Background: an optimization exercise with open tools, aiming at a short achievable clock period and few clock cycles. Do not read the settings as production practice. Function was checked by simulation only, so behaviour that the tests miss may differ from the original. The series may have gaps, and a smaller design here may also do less where the tests do not look. Power and IR drop assume default switching activity.

`flow/design.v`:
```
`timescale 1ns / 1ps
module mccpu(clock, resetn, frommem, wmem, madr, tomem);
	input clock, resetn;
	input [31:0] frommem;
	output wmem;
	output [31:0] madr, tomem;
	reg [31:0] pc;           
	reg [31:0] madr_q;       
	reg        wmem_q;
	reg [31:0] sdata;        
	reg        mem_busy;     
	reg        mem_load;
	reg [4:0]  mem_rt;
	reg [31:0] ir;
	reg        rd_valid;
	reg [31:0] rd_pc4;
	reg [31:0] rd_pnpc;      
	reg        rd_ptaken;    
	reg        ex_valid;
	reg [31:0] ex_a, ex_b, ex_t;
	reg [4:0]  ex_dest;
	reg        ex_wen;
	reg [4:0]  ex_rs, ex_rt;
	reg        ex_b_reg;     
	reg        ex_add, ex_sub, ex_and, ex_or, ex_xor, ex_nor, ex_slt, ex_sll, ex_srl, ex_sra, ex_passb;
	reg [4:0]  ex_sa;
	reg        ex_back, ex_br, ex_bne, ex_ptaken, ex_jr, ex_lw, ex_sw;
	reg [31:0] ex_alt;       
	reg [31:0] ex_pnpc;      
	reg [7:0]  ex_bidx;
	reg [31:0] link_pred;    
	reg [1:0]  bht [0:255];  
	reg [31:0] rf [1:31];
	assign madr  = madr_q;
	assign wmem  = wmem_q;
	assign tomem = sdata;
	wire [31:0] bx  = ex_b ^ {32{ex_sub | ex_slt}};
	wire [32:0] sum = {1'b0, ex_a} + {1'b0, bx} + {32'b0, ex_sub | ex_slt};
	wire        ltu = ~sum[32];
	wire [31:0] shl = ex_b << ex_sa;
	wire [31:0] shr = ex_b >> ex_sa;
	wire [31:0] sha = $signed(ex_b) >>> ex_sa;
	wire [31:0] ex_res =
		({32{ex_add | ex_sub}} & sum[31:0]) |
		({32{ex_and}} & (ex_a & ex_b)) |
		({32{ex_or}}  & (ex_a | ex_b)) |
		({32{ex_xor}} & (ex_a ^ ex_b)) |
		({32{ex_nor}} & ~(ex_a | ex_b)) |
		({32{ex_slt}} & {31'b0, ltu}) |
		({32{ex_sll}} & shl) |
		({32{ex_srl}} & shr) |
		({32{ex_sra}} & sha) |
		({32{ex_passb}} & ex_b);
	wire ex_fire = ex_valid & ~mem_busy;
	wire eq      = (ex_a == ex_b);
	wire taken   = eq ^ ex_bne;
	wire br_miss = ex_br & (taken ^ ex_ptaken);
	wire jr_miss = ex_jr & (ex_a != ex_pnpc);
	wire redirect = ex_fire & (br_miss | jr_miss);
	wire [31:0] redirect_pc = ex_jr ? ex_a : ex_alt;
	wire go_mem  = ex_fire & (ex_lw | ex_sw);
	wire ex_we   = ex_fire & ex_wen;
	wire        load_we = mem_busy & mem_load & (mem_rt != 5'd0);
	wire        rf_we   = load_we | ex_we;
	wire [4:0]  rf_wn   = mem_busy ? mem_rt : ex_dest;
	wire [31:0] rf_wd   = mem_busy ? frommem : ex_res;
	wire [5:0] op = ir[31:26];
	wire [5:0] fn = ir[5:0];
	wire [4:0] rs = ir[25:21];
	wire [4:0] rt = ir[20:16];
	wire [4:0] rd = ir[15:11];
	wire r_type = (op == 6'h00);
	wire d_add  = r_type & (fn == 6'h20);
	wire d_sub  = r_type & (fn == 6'h22);
	wire d_and  = r_type & (fn == 6'h24);
	wire d_or   = r_type & (fn == 6'h25);
	wire d_xor  = r_type & (fn == 6'h26);
	wire d_nor  = r_type & (fn == 6'h27);
	wire d_slt  = r_type & (fn == 6'h2a);
	wire d_sll  = r_type & (fn == 6'h00);
	wire d_srl  = r_type & (fn == 6'h02);
	wire d_sra  = r_type & (fn == 6'h03);
	wire d_jr   = r_type & (fn == 6'h08);
	wire d_jalr = r_type & (fn == 6'h09);
	wire d_addi = (op == 6'h08);
	wire d_andi = (op == 6'h0c);
	wire d_ori  = (op == 6'h0d);
	wire d_xori = (op == 6'h0e);
	wire d_lui  = (op == 6'h0f);
	wire d_slti = (op == 6'h0a);
	wire d_lw   = (op == 6'h23);
	wire d_sw   = (op == 6'h2b);
	wire d_beq  = (op == 6'h04);
	wire d_bne  = (op == 6'h05);
	wire d_jal  = (op == 6'h03);
	wire d_rtype_alu = d_add | d_sub | d_and | d_or | d_xor | d_nor | d_slt | d_sll | d_srl | d_sra;
	wire d_itype_alu = d_addi | d_andi | d_ori | d_xori | d_lui | d_slti | d_lw;
	wire d_link      = d_jal | d_jalr;
	wire [4:0] d_dest = d_link ? 5'd31 : d_rtype_alu ? rd : d_itype_alu ? rt : 5'd0;
	wire d_zext  = d_andi | d_ori | d_xori;
	wire [31:0] imm_s = {{16{ir[15] & ~d_zext}}, ir[15:0]};
	wire d_b_imm = d_addi | d_andi | d_ori | d_xori | d_slti | d_lw | d_sw;
	wire [31:0] rf_a = (rs == 5'd0) ? 32'd0 : rf[rs];
	wire [31:0] rf_b = (rt == 5'd0) ? 32'd0 : rf[rt];
	wire fwd_a = ex_we & (ex_dest == rs);
	wire fwd_b = ex_we & (ex_dest == rt);
	wire [31:0] val_a = fwd_a ? ex_res : rf_a;
	wire [31:0] val_b = fwd_b ? ex_res : rf_b;
	wire [31:0] d_bval = d_lui  ? {ir[15:0], 16'd0} :
	                     d_link ? rd_pc4 :
	                     d_b_imm ? imm_s : val_b;
	wire [31:0] d_btarget = rd_pc4 + {{14{ir[15]}}, ir[15:0], 2'b00};
	wire fix_a = load_we & (mem_rt == ex_rs);
	wire fix_b = load_we & (mem_rt == ex_rt) & ex_b_reg;
	wire fix_t = load_we & (mem_rt == ex_rt);
	wire [5:0] f_op = frommem[31:26];
	wire [5:0] f_fn = frommem[5:0];
	wire f_j    = (f_op == 6'h02) | (f_op == 6'h03);
	wire f_jal  = (f_op == 6'h03);
	wire f_br   = (f_op == 6'h04) | (f_op == 6'h05);
	wire f_jr   = (f_op == 6'h00) & (f_fn == 6'h08);
	wire f_jalr = (f_op == 6'h00) & (f_fn == 6'h09);
	wire [31:0] pc4 = pc + 32'd4;
	wire [1:0] bctr = bht[pc[9:2]];
	wire f_ptaken = frommem[15] ^ bctr[1];
	wire [31:0] f_jtarget = {pc4[31:28], frommem[25:0], 2'b00};
	wire [31:0] f_btarget = pc4 + {{14{frommem[15]}}, frommem[15:0], 2'b00};
	wire [31:0] pred_npc = f_j ? f_jtarget :
	                       (f_br & f_ptaken) ? f_btarget :
	                       f_jr ? link_pred : pc4;
	wire [31:0] pc_next = redirect ? redirect_pc : mem_busy ? pc : pred_npc;
	integer i;
	always @(posedge clock or posedge resetn) begin
		if (resetn) begin
			pc <= 32'd0;
			madr_q <= 32'd0;
			wmem_q <= 1'b0;
			sdata <= 32'd0;
			mem_busy <= 1'b0;
			mem_load <= 1'b0;
			mem_rt <= 5'd0;
			ir <= 32'd0;
			rd_valid <= 1'b0;
			rd_pc4 <= 32'd0;
			rd_pnpc <= 32'd0;
			rd_ptaken <= 1'b0;
			link_pred <= 32'd0;
		end else begin
			pc <= pc_next;
			madr_q <= go_mem ? sum[31:0] : pc_next;
			wmem_q <= go_mem & ex_sw;
			mem_busy <= go_mem;
			if (go_mem) begin
				mem_load <= ex_lw;
				mem_rt <= ex_dest;
				sdata <= ex_t;
			end
			if (!mem_busy) begin
				ir <= frommem;
				rd_valid <= ~redirect;
				rd_pc4 <= pc4;
				rd_pnpc <= link_pred;
				rd_ptaken <= f_ptaken;
				if (f_jal | f_jalr) link_pred <= pc4;
			end
		end
	end
	always @(posedge clock or posedge resetn) begin
		if (resetn) begin
			ex_valid <= 1'b0;
			ex_a <= 32'd0; ex_b <= 32'd0; ex_t <= 32'd0;
			ex_dest <= 5'd0; ex_wen <= 1'b0;
			ex_rs <= 5'd0; ex_rt <= 5'd0; ex_b_reg <= 1'b0;
			ex_add <= 1'b0; ex_sub <= 1'b0; ex_and <= 1'b0; ex_or <= 1'b0; ex_xor <= 1'b0;
			ex_nor <= 1'b0; ex_slt <= 1'b0; ex_sll <= 1'b0; ex_srl <= 1'b0; ex_sra <= 1'b0; ex_passb <= 1'b0;
			ex_sa <= 5'd0;
			ex_back <= 1'b0; ex_br <= 1'b0; ex_bne <= 1'b0; ex_ptaken <= 1'b0; ex_jr <= 1'b0;
			ex_lw <= 1'b0; ex_sw <= 1'b0;
			ex_alt <= 32'd0; ex_pnpc <= 32'd0; ex_bidx <= 8'd0;
		end else if (mem_busy) begin
			if (fix_a) ex_a <= frommem;
			if (fix_b) ex_b <= frommem;
			if (fix_t) ex_t <= frommem;
		end else begin
			ex_valid <= rd_valid & ~redirect;
			ex_a <= val_a;
			ex_b <= d_bval;
			ex_t <= val_b;
			ex_dest <= d_dest;
			ex_wen <= (d_dest != 5'd0) & ~d_lw;
			ex_rs <= rs;
			ex_rt <= rt;
			ex_b_reg <= ~(d_lui | d_link | d_b_imm);
			ex_add <= d_add | d_addi | d_lw | d_sw;
			ex_sub <= d_sub;
			ex_and <= d_and | d_andi;
			ex_or  <= d_or | d_ori;
			ex_passb <= d_lui | d_link;
			ex_xor <= d_xor | d_xori;
			ex_nor <= d_nor;
			ex_slt <= d_slt | d_slti;
			ex_sll <= d_sll;
			ex_srl <= d_srl;
			ex_sra <= d_sra;
			ex_sa  <= ir[10:6];
			ex_br  <= d_beq | d_bne;
			ex_back <= ir[15];
			ex_bne <= d_bne;
			ex_ptaken <= rd_ptaken;
			ex_jr  <= d_jr | d_jalr;
			ex_lw  <= d_lw;
			ex_sw  <= d_sw;
			ex_alt <= rd_ptaken ? rd_pc4 : d_btarget;
			ex_pnpc <= (d_jr ? rd_pnpc : rd_pc4);
			ex_bidx <= rd_pc4[9:2] - 8'd1;
		end
	end
	always @(posedge clock or posedge resetn) begin
		if (resetn) begin
			for (i = 0; i < 256; i = i + 1) bht[i] <= 2'b01;
		end else if (ex_fire & ex_br) begin
			if (taken ^ ex_back) begin
				if (bht[ex_bidx] != 2'b11) bht[ex_bidx] <= bht[ex_bidx] + 2'b01;
			end else begin
				if (bht[ex_bidx] != 2'b00) bht[ex_bidx] <= bht[ex_bidx] - 2'b01;
			end
		end
	end
	always @(posedge clock or posedge resetn) begin
		if (resetn) begin
			for (i = 1; i < 32; i = i + 1) rf[i] <= 32'd0;
		end else if (rf_we) begin
			rf[rf_wn] <= rf_wd;
		end
	end
endmodule
```
`flow/run.sh`:
```
#!/bin/bash
# synth_recipe.tcl (not shown) runs the flow's synth.tcl, then flattens the netlist and writes it again
# the make line also repeats each setting of config.mk as NAME=value (left out here)
make -C /OpenROAD-flow-scripts/flow DESIGN_CONFIG=/design/flow/config.mk WORK_HOME=/design/flow/orfs CLKGATE_MAP_FILE= SYNTH_SCRIPT=/design/flow/synth_recipe.tcl finish
```
`flow/config.mk`:
```
export PLATFORM = sky130hd
export DESIGN_NAME = mccpu
export DESIGN_NICKNAME = mccpu
export VERILOG_FILES = /design/flow/design.v
export SDC_FILE = /design/flow/constraint.sdc
export NUM_CORES = 4
export LEC_CHECK = 0
export CAP_MARGIN = 20
export CORE_MARGIN = 2
export CORE_UTILIZATION = 30
export SLEW_MARGIN = 20
```
`flow/constraint.sdc`:
```
create_clock -name core_clock -period 11.0 [get_ports {clock}]
set_input_delay 2.2000 -clock core_clock [delete_from_list [all_inputs] [get_ports {clock}]]
set_output_delay 2.2000 -clock core_clock [all_outputs]
set_load 0.01 [all_outputs]
```
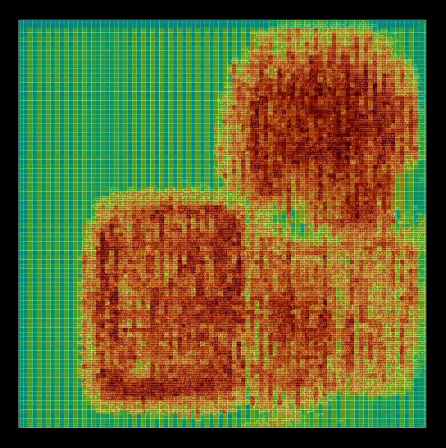
run_1/congestion_map.png
Finished Core Util: 0.341
DR WL/cell: 37.5 µm
GR Util met1: 0.405
total track usage: 0.313
met2 Resource Use GR: 0.433

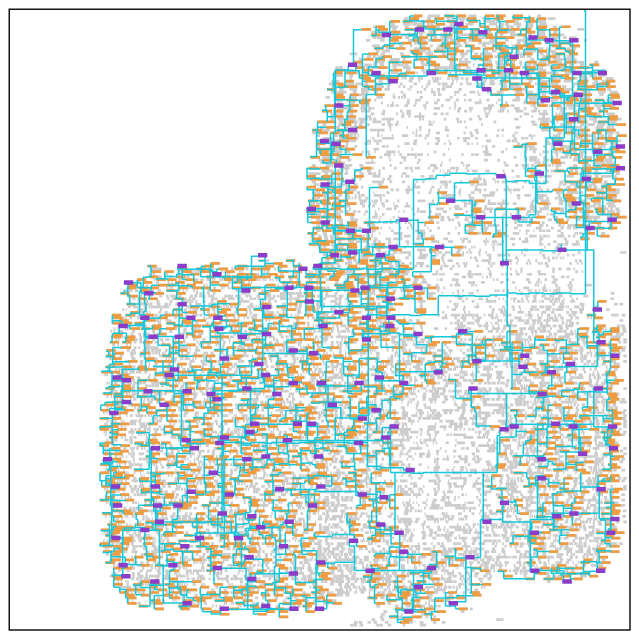
run_1/clock_wires.png
Scale: 1 px per µm.
- clock wires: cyan (length 27.9 mm)
- flip-flops: orange (count 1947)
- clock-net drivers: purple (count 215)
- flops lie: spread over the die
- routed clock nets: 216

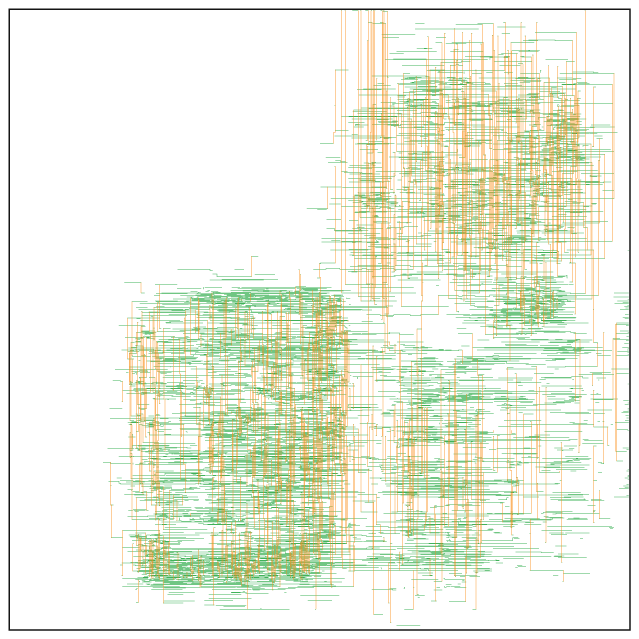
run_1/layers.png
Scale: 1 px per µm. Only two layers are drawn.
- M4: orange (wire length 52.1 mm)
- M3: green (wire length 83.1 mm)

==> summary.txt, run 1 <==
STA
  – Final period util: 0.718
  – Minimum clock period: 7900 ps

Cells and area
  – Signal buf overhead: 0.0347
  – Top class by area: multi-input gates
  – Max FFs per register: 992
  – Clock-cell share of area: 0.0576
  – Register area: 0.0491 mm²
  – Ant. Diodes: 42
  – Most common cell after layout, fill and taps aside: dfrtp_1
  – CLK BUF: 307
  – Number of fill cells: around 39000

Placement
  – Pre-CTS WS: 3600 ps
  – Post-Place Cells: 16100

Route
  – Total Wirelength: 621000 µm
  – Routed Antenna Nets: 0

Logic synthesis
  – Sequential area share after synthesis: 0.432
  – Share of the synthesized area in the top cell type: 0.373
  – Synth Net Count: roughly 12000
  – Synth top area cells: dfrtp_1 37%, o21ai_0 6.0%, dfstp_2 5.9%
  – Top-count cell post-synth: dfrtp_1

CTS
  – Total CTS buffers: about 220
  – Clock Sinks: slightly below 2000
  – # H-tree levels: 4

Floorplan
  – Die Span Y: 619 µm
  – # rows: 225
  – Die W: 619 µm

Worst setup path
  – Crit path buf inv count: 3
  – Critical Path RT: 11790 ps
  – Most common cell type on the critical path: buf_4
  – Crit. End Element: flip-flop
  – Critical path launch point: ex_bidx[1]
  – Worst Reg2Reg Path Length in Cells: 14
  – CP Depth: 14
  – Crit path to: bht[251][1]

Outcome
  – Outcome: no timing/DRC/antenna violations

Global route
  – GR Overflow Total: 0
  – First-pass GRT wire length: between 800000 and 900000 µm
  – Largest net degree at the start of global routing: 200
  – Initial antenna violation count: 58

Power and ir drop
  – Peak VDD IR: 1030 µV
  – P per Cell Area: 239 mW/mm²
  – Switch share: 0.473

Hold path
  – Worst Hold End: sdata[26]
  – Hold path depth: 2
Testbench counts for the RTL of run 1, summed over its fixed seeds: cycles 74,931.
-- run 1: power by group through the flow --
stage | clock network [mW] | registers [mW] | logic (mW)
floorplan | 0 | 9.08 | 8.53
global placement | 0 | 9.80 | 12.5
detailed placement | 0 | 9.81 | 12.5
CTS | 7.78 | 9.70 | 12.5
global route | 8.05 | 9.86 | 13.4
finish | 7.74 | 9.80 | 13.0
-- run 1: metal layers --
metal | vias to the layer above | part of all wire | global-route usage
met3 | 2318 | 0.13 | 0.110
met2 | 8695 | 0.40 | 0.433
met5 | - | 0.00080 | 0.00669
met1 | 53800 | 0.38 | 0.405
li1 | 43000 | - | -
met4 | 36 | 0.084 | 0.212
-- run 1: worst min-delay path, stage by stage (launching register included) --
cell     delay [ps]
dfrtp_1         340
nand2_1          50
nand2_1          50
-- run 1: logic make-up (layout without fill, tap and decap cells) --
logic type / after synthesis / count (layout) / share of synthesized area
AOI/OAI and AO/OA: 3688 / 3688 / 0.214
xor gates and xnor gates: 205 / 205 / 0.0158
muxes: 963 / 963 / 0.0983
adders and majority gates: 163 / 163 / 0.0182
and+or+nand+nor: 3466 / 3466 / 0.171
other: 0 / 42 / 0
buffers and inverters: 1359 / 1089 / 0.0507
DFF: 1947 / 1947 / 0.432
==> run 2, diff against run 1 <==
--- a/flow/design.v
+++ b/flow/design.v
@@ -17,4 +17,5 @@
 	reg [31:0] rd_pnpc;      
 	reg        rd_ptaken;    
+	reg [1:0]  rd_bctr;
 	reg        ex_valid;
 	reg [31:0] ex_a, ex_b, ex_t;
@@ -29,4 +30,5 @@
 	reg [31:0] ex_pnpc;      
 	reg [7:0]  ex_bidx;
+	reg [1:0]  ex_bctr;      
 	reg [31:0] link_pred;    
 	reg [1:0]  bht [0:255];  
@@ -145,4 +147,5 @@
 			rd_pnpc <= 32'd0;
 			rd_ptaken <= 1'b0;
+			rd_bctr <= 2'b00;
 			link_pred <= 32'd0;
 		end else begin
@@ -162,4 +165,5 @@
 				rd_pnpc <= link_pred;
 				rd_ptaken <= f_ptaken;
+				rd_bctr <= bctr;
 				if (f_jal | f_jalr) link_pred <= pc4;
 			end
@@ -177,5 +181,5 @@
 			ex_back <= 1'b0; ex_br <= 1'b0; ex_bne <= 1'b0; ex_ptaken <= 1'b0; ex_jr <= 1'b0;
 			ex_lw <= 1'b0; ex_sw <= 1'b0;
-			ex_alt <= 32'd0; ex_pnpc <= 32'd0; ex_bidx <= 8'd0;
+			ex_alt <= 32'd0; ex_pnpc <= 32'd0; ex_bidx <= 8'd0; ex_bctr <= 2'b00;
 		end else if (mem_busy) begin
 			if (fix_a) ex_a <= frommem;
@@ -214,15 +218,15 @@
 			ex_pnpc <= (d_jr ? rd_pnpc : rd_pc4);
 			ex_bidx <= rd_pc4[9:2] - 8'd1;
-		end
-	end
+			ex_bctr <= rd_bctr;
+		end
+	end
+	wire against = taken ^ ex_back;
+	wire [1:0] bctr_new = against ? ((ex_bctr == 2'b11) ? 2'b11 : ex_bctr + 2'b01)
+	                              : ((ex_bctr == 2'b00) ? 2'b00 : ex_bctr - 2'b01);
 	always @(posedge clock or posedge resetn) begin
 		if (resetn) begin
 			for (i = 0; i < 256; i = i + 1) bht[i] <= 2'b01;
 		end else if (ex_fire & ex_br) begin
-			if (taken ^ ex_back) begin
-				if (bht[ex_bidx] != 2'b11) bht[ex_bidx] <= bht[ex_bidx] + 2'b01;
-			end else begin
-				if (bht[ex_bidx] != 2'b00) bht[ex_bidx] <= bht[ex_bidx] - 2'b01;
-			end
+			bht[ex_bidx] <= bctr_new;
 		end
 	end
==> flow/flow/run.sh (new file) <==
#!/bin/bash
# Standard ORFS layout (standard.sh, unchanged synthesis), with repair_timing asked to
# leave more setup slack than the default so that it works on the paths of this design.
set -euo pipefail
bash standard.sh SETUP_SLACK_MARGIN=${MARGIN:-7.4} finish > make_finish.log 2>&1
==> flow/standard.sh (new file) <==
#!/bin/bash
# synth_recipe.tcl (not shown) runs the flow's synth.tcl, then flattens the netlist and writes it again
# the make line also repeats each setting of config.mk as NAME=value (left out here)
make -C /OpenROAD-flow-scripts/flow DESIGN_CONFIG=/design/flow/config.mk WORK_HOME=/design/flow/orfs CLKGATE_MAP_FILE= SYNTH_SCRIPT=/design/flow/synth_recipe.tcl "${@:-finish}"
--- a/flow/config.mk
+++ b/flow/config.mk
@@ -6,6 +6,7 @@
 export NUM_CORES = 4
 export LEC_CHECK = 0
+export ABC_CLOCK_PERIOD_IN_PS = 3000
 export CAP_MARGIN = 20
 export CORE_MARGIN = 2
-export CORE_UTILIZATION = 30
+export CORE_UTILIZATION = 40
 export SLEW_MARGIN = 20
removed: flow/run.sh
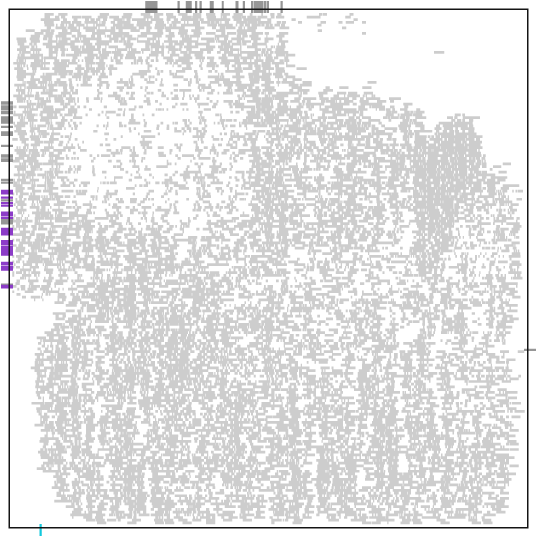
run_2/pinout.png
Scale: 1 px per µm. Pins as bars across the die edge, other pins in grey.
- `clock`: cyan (pins 1; direction input; edge bottom)
- `tomem`: purple (pins 32; direction output; edge left)
- all pins by edge: 61 left, 36 top, 1 bottom, 1 right

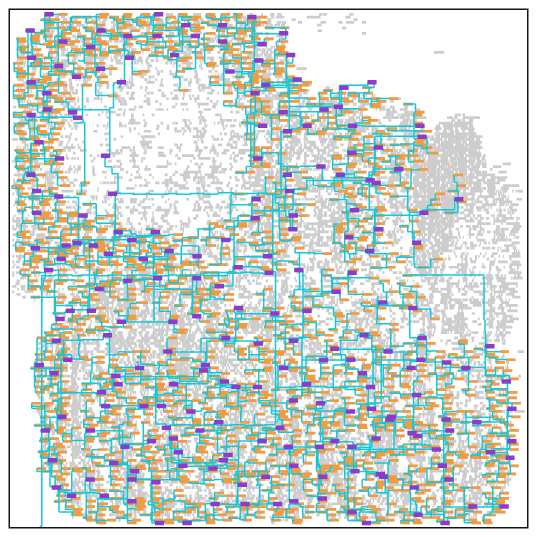
run_2/clock_wires.png
Scale: 1 px per µm.
- clock-net drivers: purple (count 221)
- flip-flops: orange (count 1951)
- clock wires: cyan (length 27.1 mm)
- routed clock nets: 222

==> summary.txt, run 2 <==
Outcome
  – Outcome: no timing/DRC/antenna violations

Power and ir drop
  – Peak VDD IR: 157 µV
  – Switch share: 0.422
  – Clk pwr: between 7 and 8 mW
  – Sequential logic power: 9.89 mW
  – P per Cell Area: 232 mW/mm²

Worst setup path
  – Crit. End Element: flip-flop
  – Worst Reg2Reg Path Length in Cells: 15
  – Crit path buf inv count: 5
  – CP Depth: 15
  – Most common cell type on the critical path: mux2i_4

Global route
  – GR Overflow Total: 0
  – First-pass GRT wire length: 862000 µm
  – Largest net degree at the start of global routing: 150
  – Initial antenna violation count: 55

Route
  – Routed Antenna Nets: 0
  – DR WL/cell: 41.5 µm
  – Total Wirelength: 643000 µm

Cells and area
  – Most common cell after layout, fill and taps aside: nand2_1
  – Max FFs per register: 992

Placement
  – Post-Place Cells: approximately 14000

Logic synthesis
  – Simple-gate area share of the yosys netlist: 0.146
  – Synth Area in Compound Gates: 0.222
  – Post-synthesis xor/xnor area fraction: 0.0158
  – Proportion of synthesized area in mux cells: 0.0880
  – Sequential area share after synthesis: 0.467
  – Share of the synthesized area in the top cell type: 0.403
  – Adder-cell share of the synthesized area: 0.0195
  – Main combinational cell family by area after synthesis: compound AO/OA/AOI/OAI gates
  – Synth top area cells: dfrtp_1 40%, o21ai_0 7.2%, nand2_1 6.8%

STA
  – Minimum clock period: roughly 4600 ps
  – Final period util: 0.418

Hold path
  – Worst Hold End: sdata[6]
  – Hold path depth: 2

CTS
  – # H-tree levels: 4
  – Total CTS buffers: 221

Floorplan
  – Die W: 517 µm
  – # rows: 188
Testbench counts for the RTL of run 2, summed over its fixed seeds: cycles 74,931.
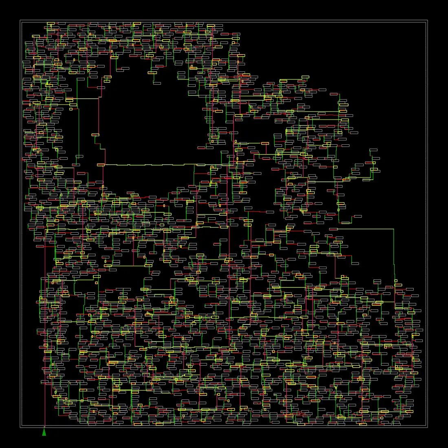
run_2/clock_nets.png
skew final: 101 ps
Clock Sinks: 1951

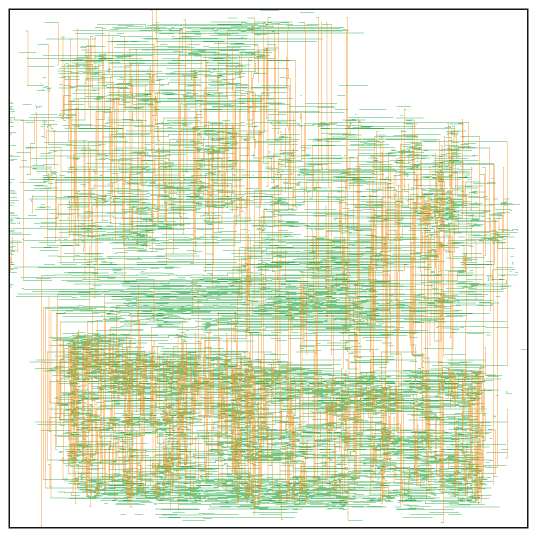
run_2/layers.png
Scale: 1 px per µm. Only two layers are drawn.
- M4: orange (wire length 59.2 mm)
- M3: green (wire length 106 mm)

run 2: changes by cell type after synthesis, moves of 29 or more:
cell	delta
mux2_1	-374
nand2_1	+260
nor4_4	-196
nor2_1	+173
mux2_2	+165
o21ai_0	+148
clkbuf_1	-89
buf_2	-77
nor3_2	-43
a22oi_1	-37
a21oi_1	-34
a222oi_1	-30
mux2i_1	+29
run 2: per-layer routing:
layer | wire [µm] | GRT usage | share of wire
met1 | 229000 | 0.585 | 0.36
met2 | 249000 | 0.617 | 0.39
met3 | 106000 | 0.225 | 0.17
met4 | 59200 | 0.313 | 0.092
met5 | 298 | 0.0106 | 0.00046
run 2: area by class of cell:
type	count	area [µm²]
timing repair buffer	1101	13300
fill	23400	126000
antenna	50	125
multi-input combinational	8299	60900
inverter	157	631
clock inverter	79	1070
clock buffer	325	6460
tap	3515	4400
timing repair inverter	1	5.00
sequential	1951	49300
run 2: what timing repair did:
action / 4_1_cts / 5_1_grt
setup buffers: 373 / 175
gates resized for setup: 2441 / 1163
setup endpoints to repair: 2805 / 1763
gates cloned: 101 / 15
pin swaps: 295 / 214

-- what the ideal ports hide --
The flow's constraints put no driver on any port. The routed layouts listed below were extracted and timed again, unchanged, in two steps. Step 1 assumes that a clkbuf_16 drives the clock port and a buf_2 every other input. Step 2 moves the port delays by t, midway between the first and last clock arrival at a register: inputs arrive t later, outputs are due t later. That takes back most of the time a late clock gives input paths. Slacks: ideal ports / drivers / drivers and shift; pairs: ideal ports / drivers.
run	shift t [ns]	slack for setup (ns)	hold WS [ns]	clock arrival spread, ns
run 1	1.018	3.104 / 3.104 / 3.104	0.476 / 0.476 / 0.476	0.159 / 0.159
run 2	1.018	6.405 / 6.405 / 5.469	0.477 / 0.477 / 0.477	0.104 / 0.103
After both steps every run listed still meets setup and hold. For run 2, which loses most, drivers alone change the setup slack by 0.000 ns; drivers and shift together by -0.936 ns.
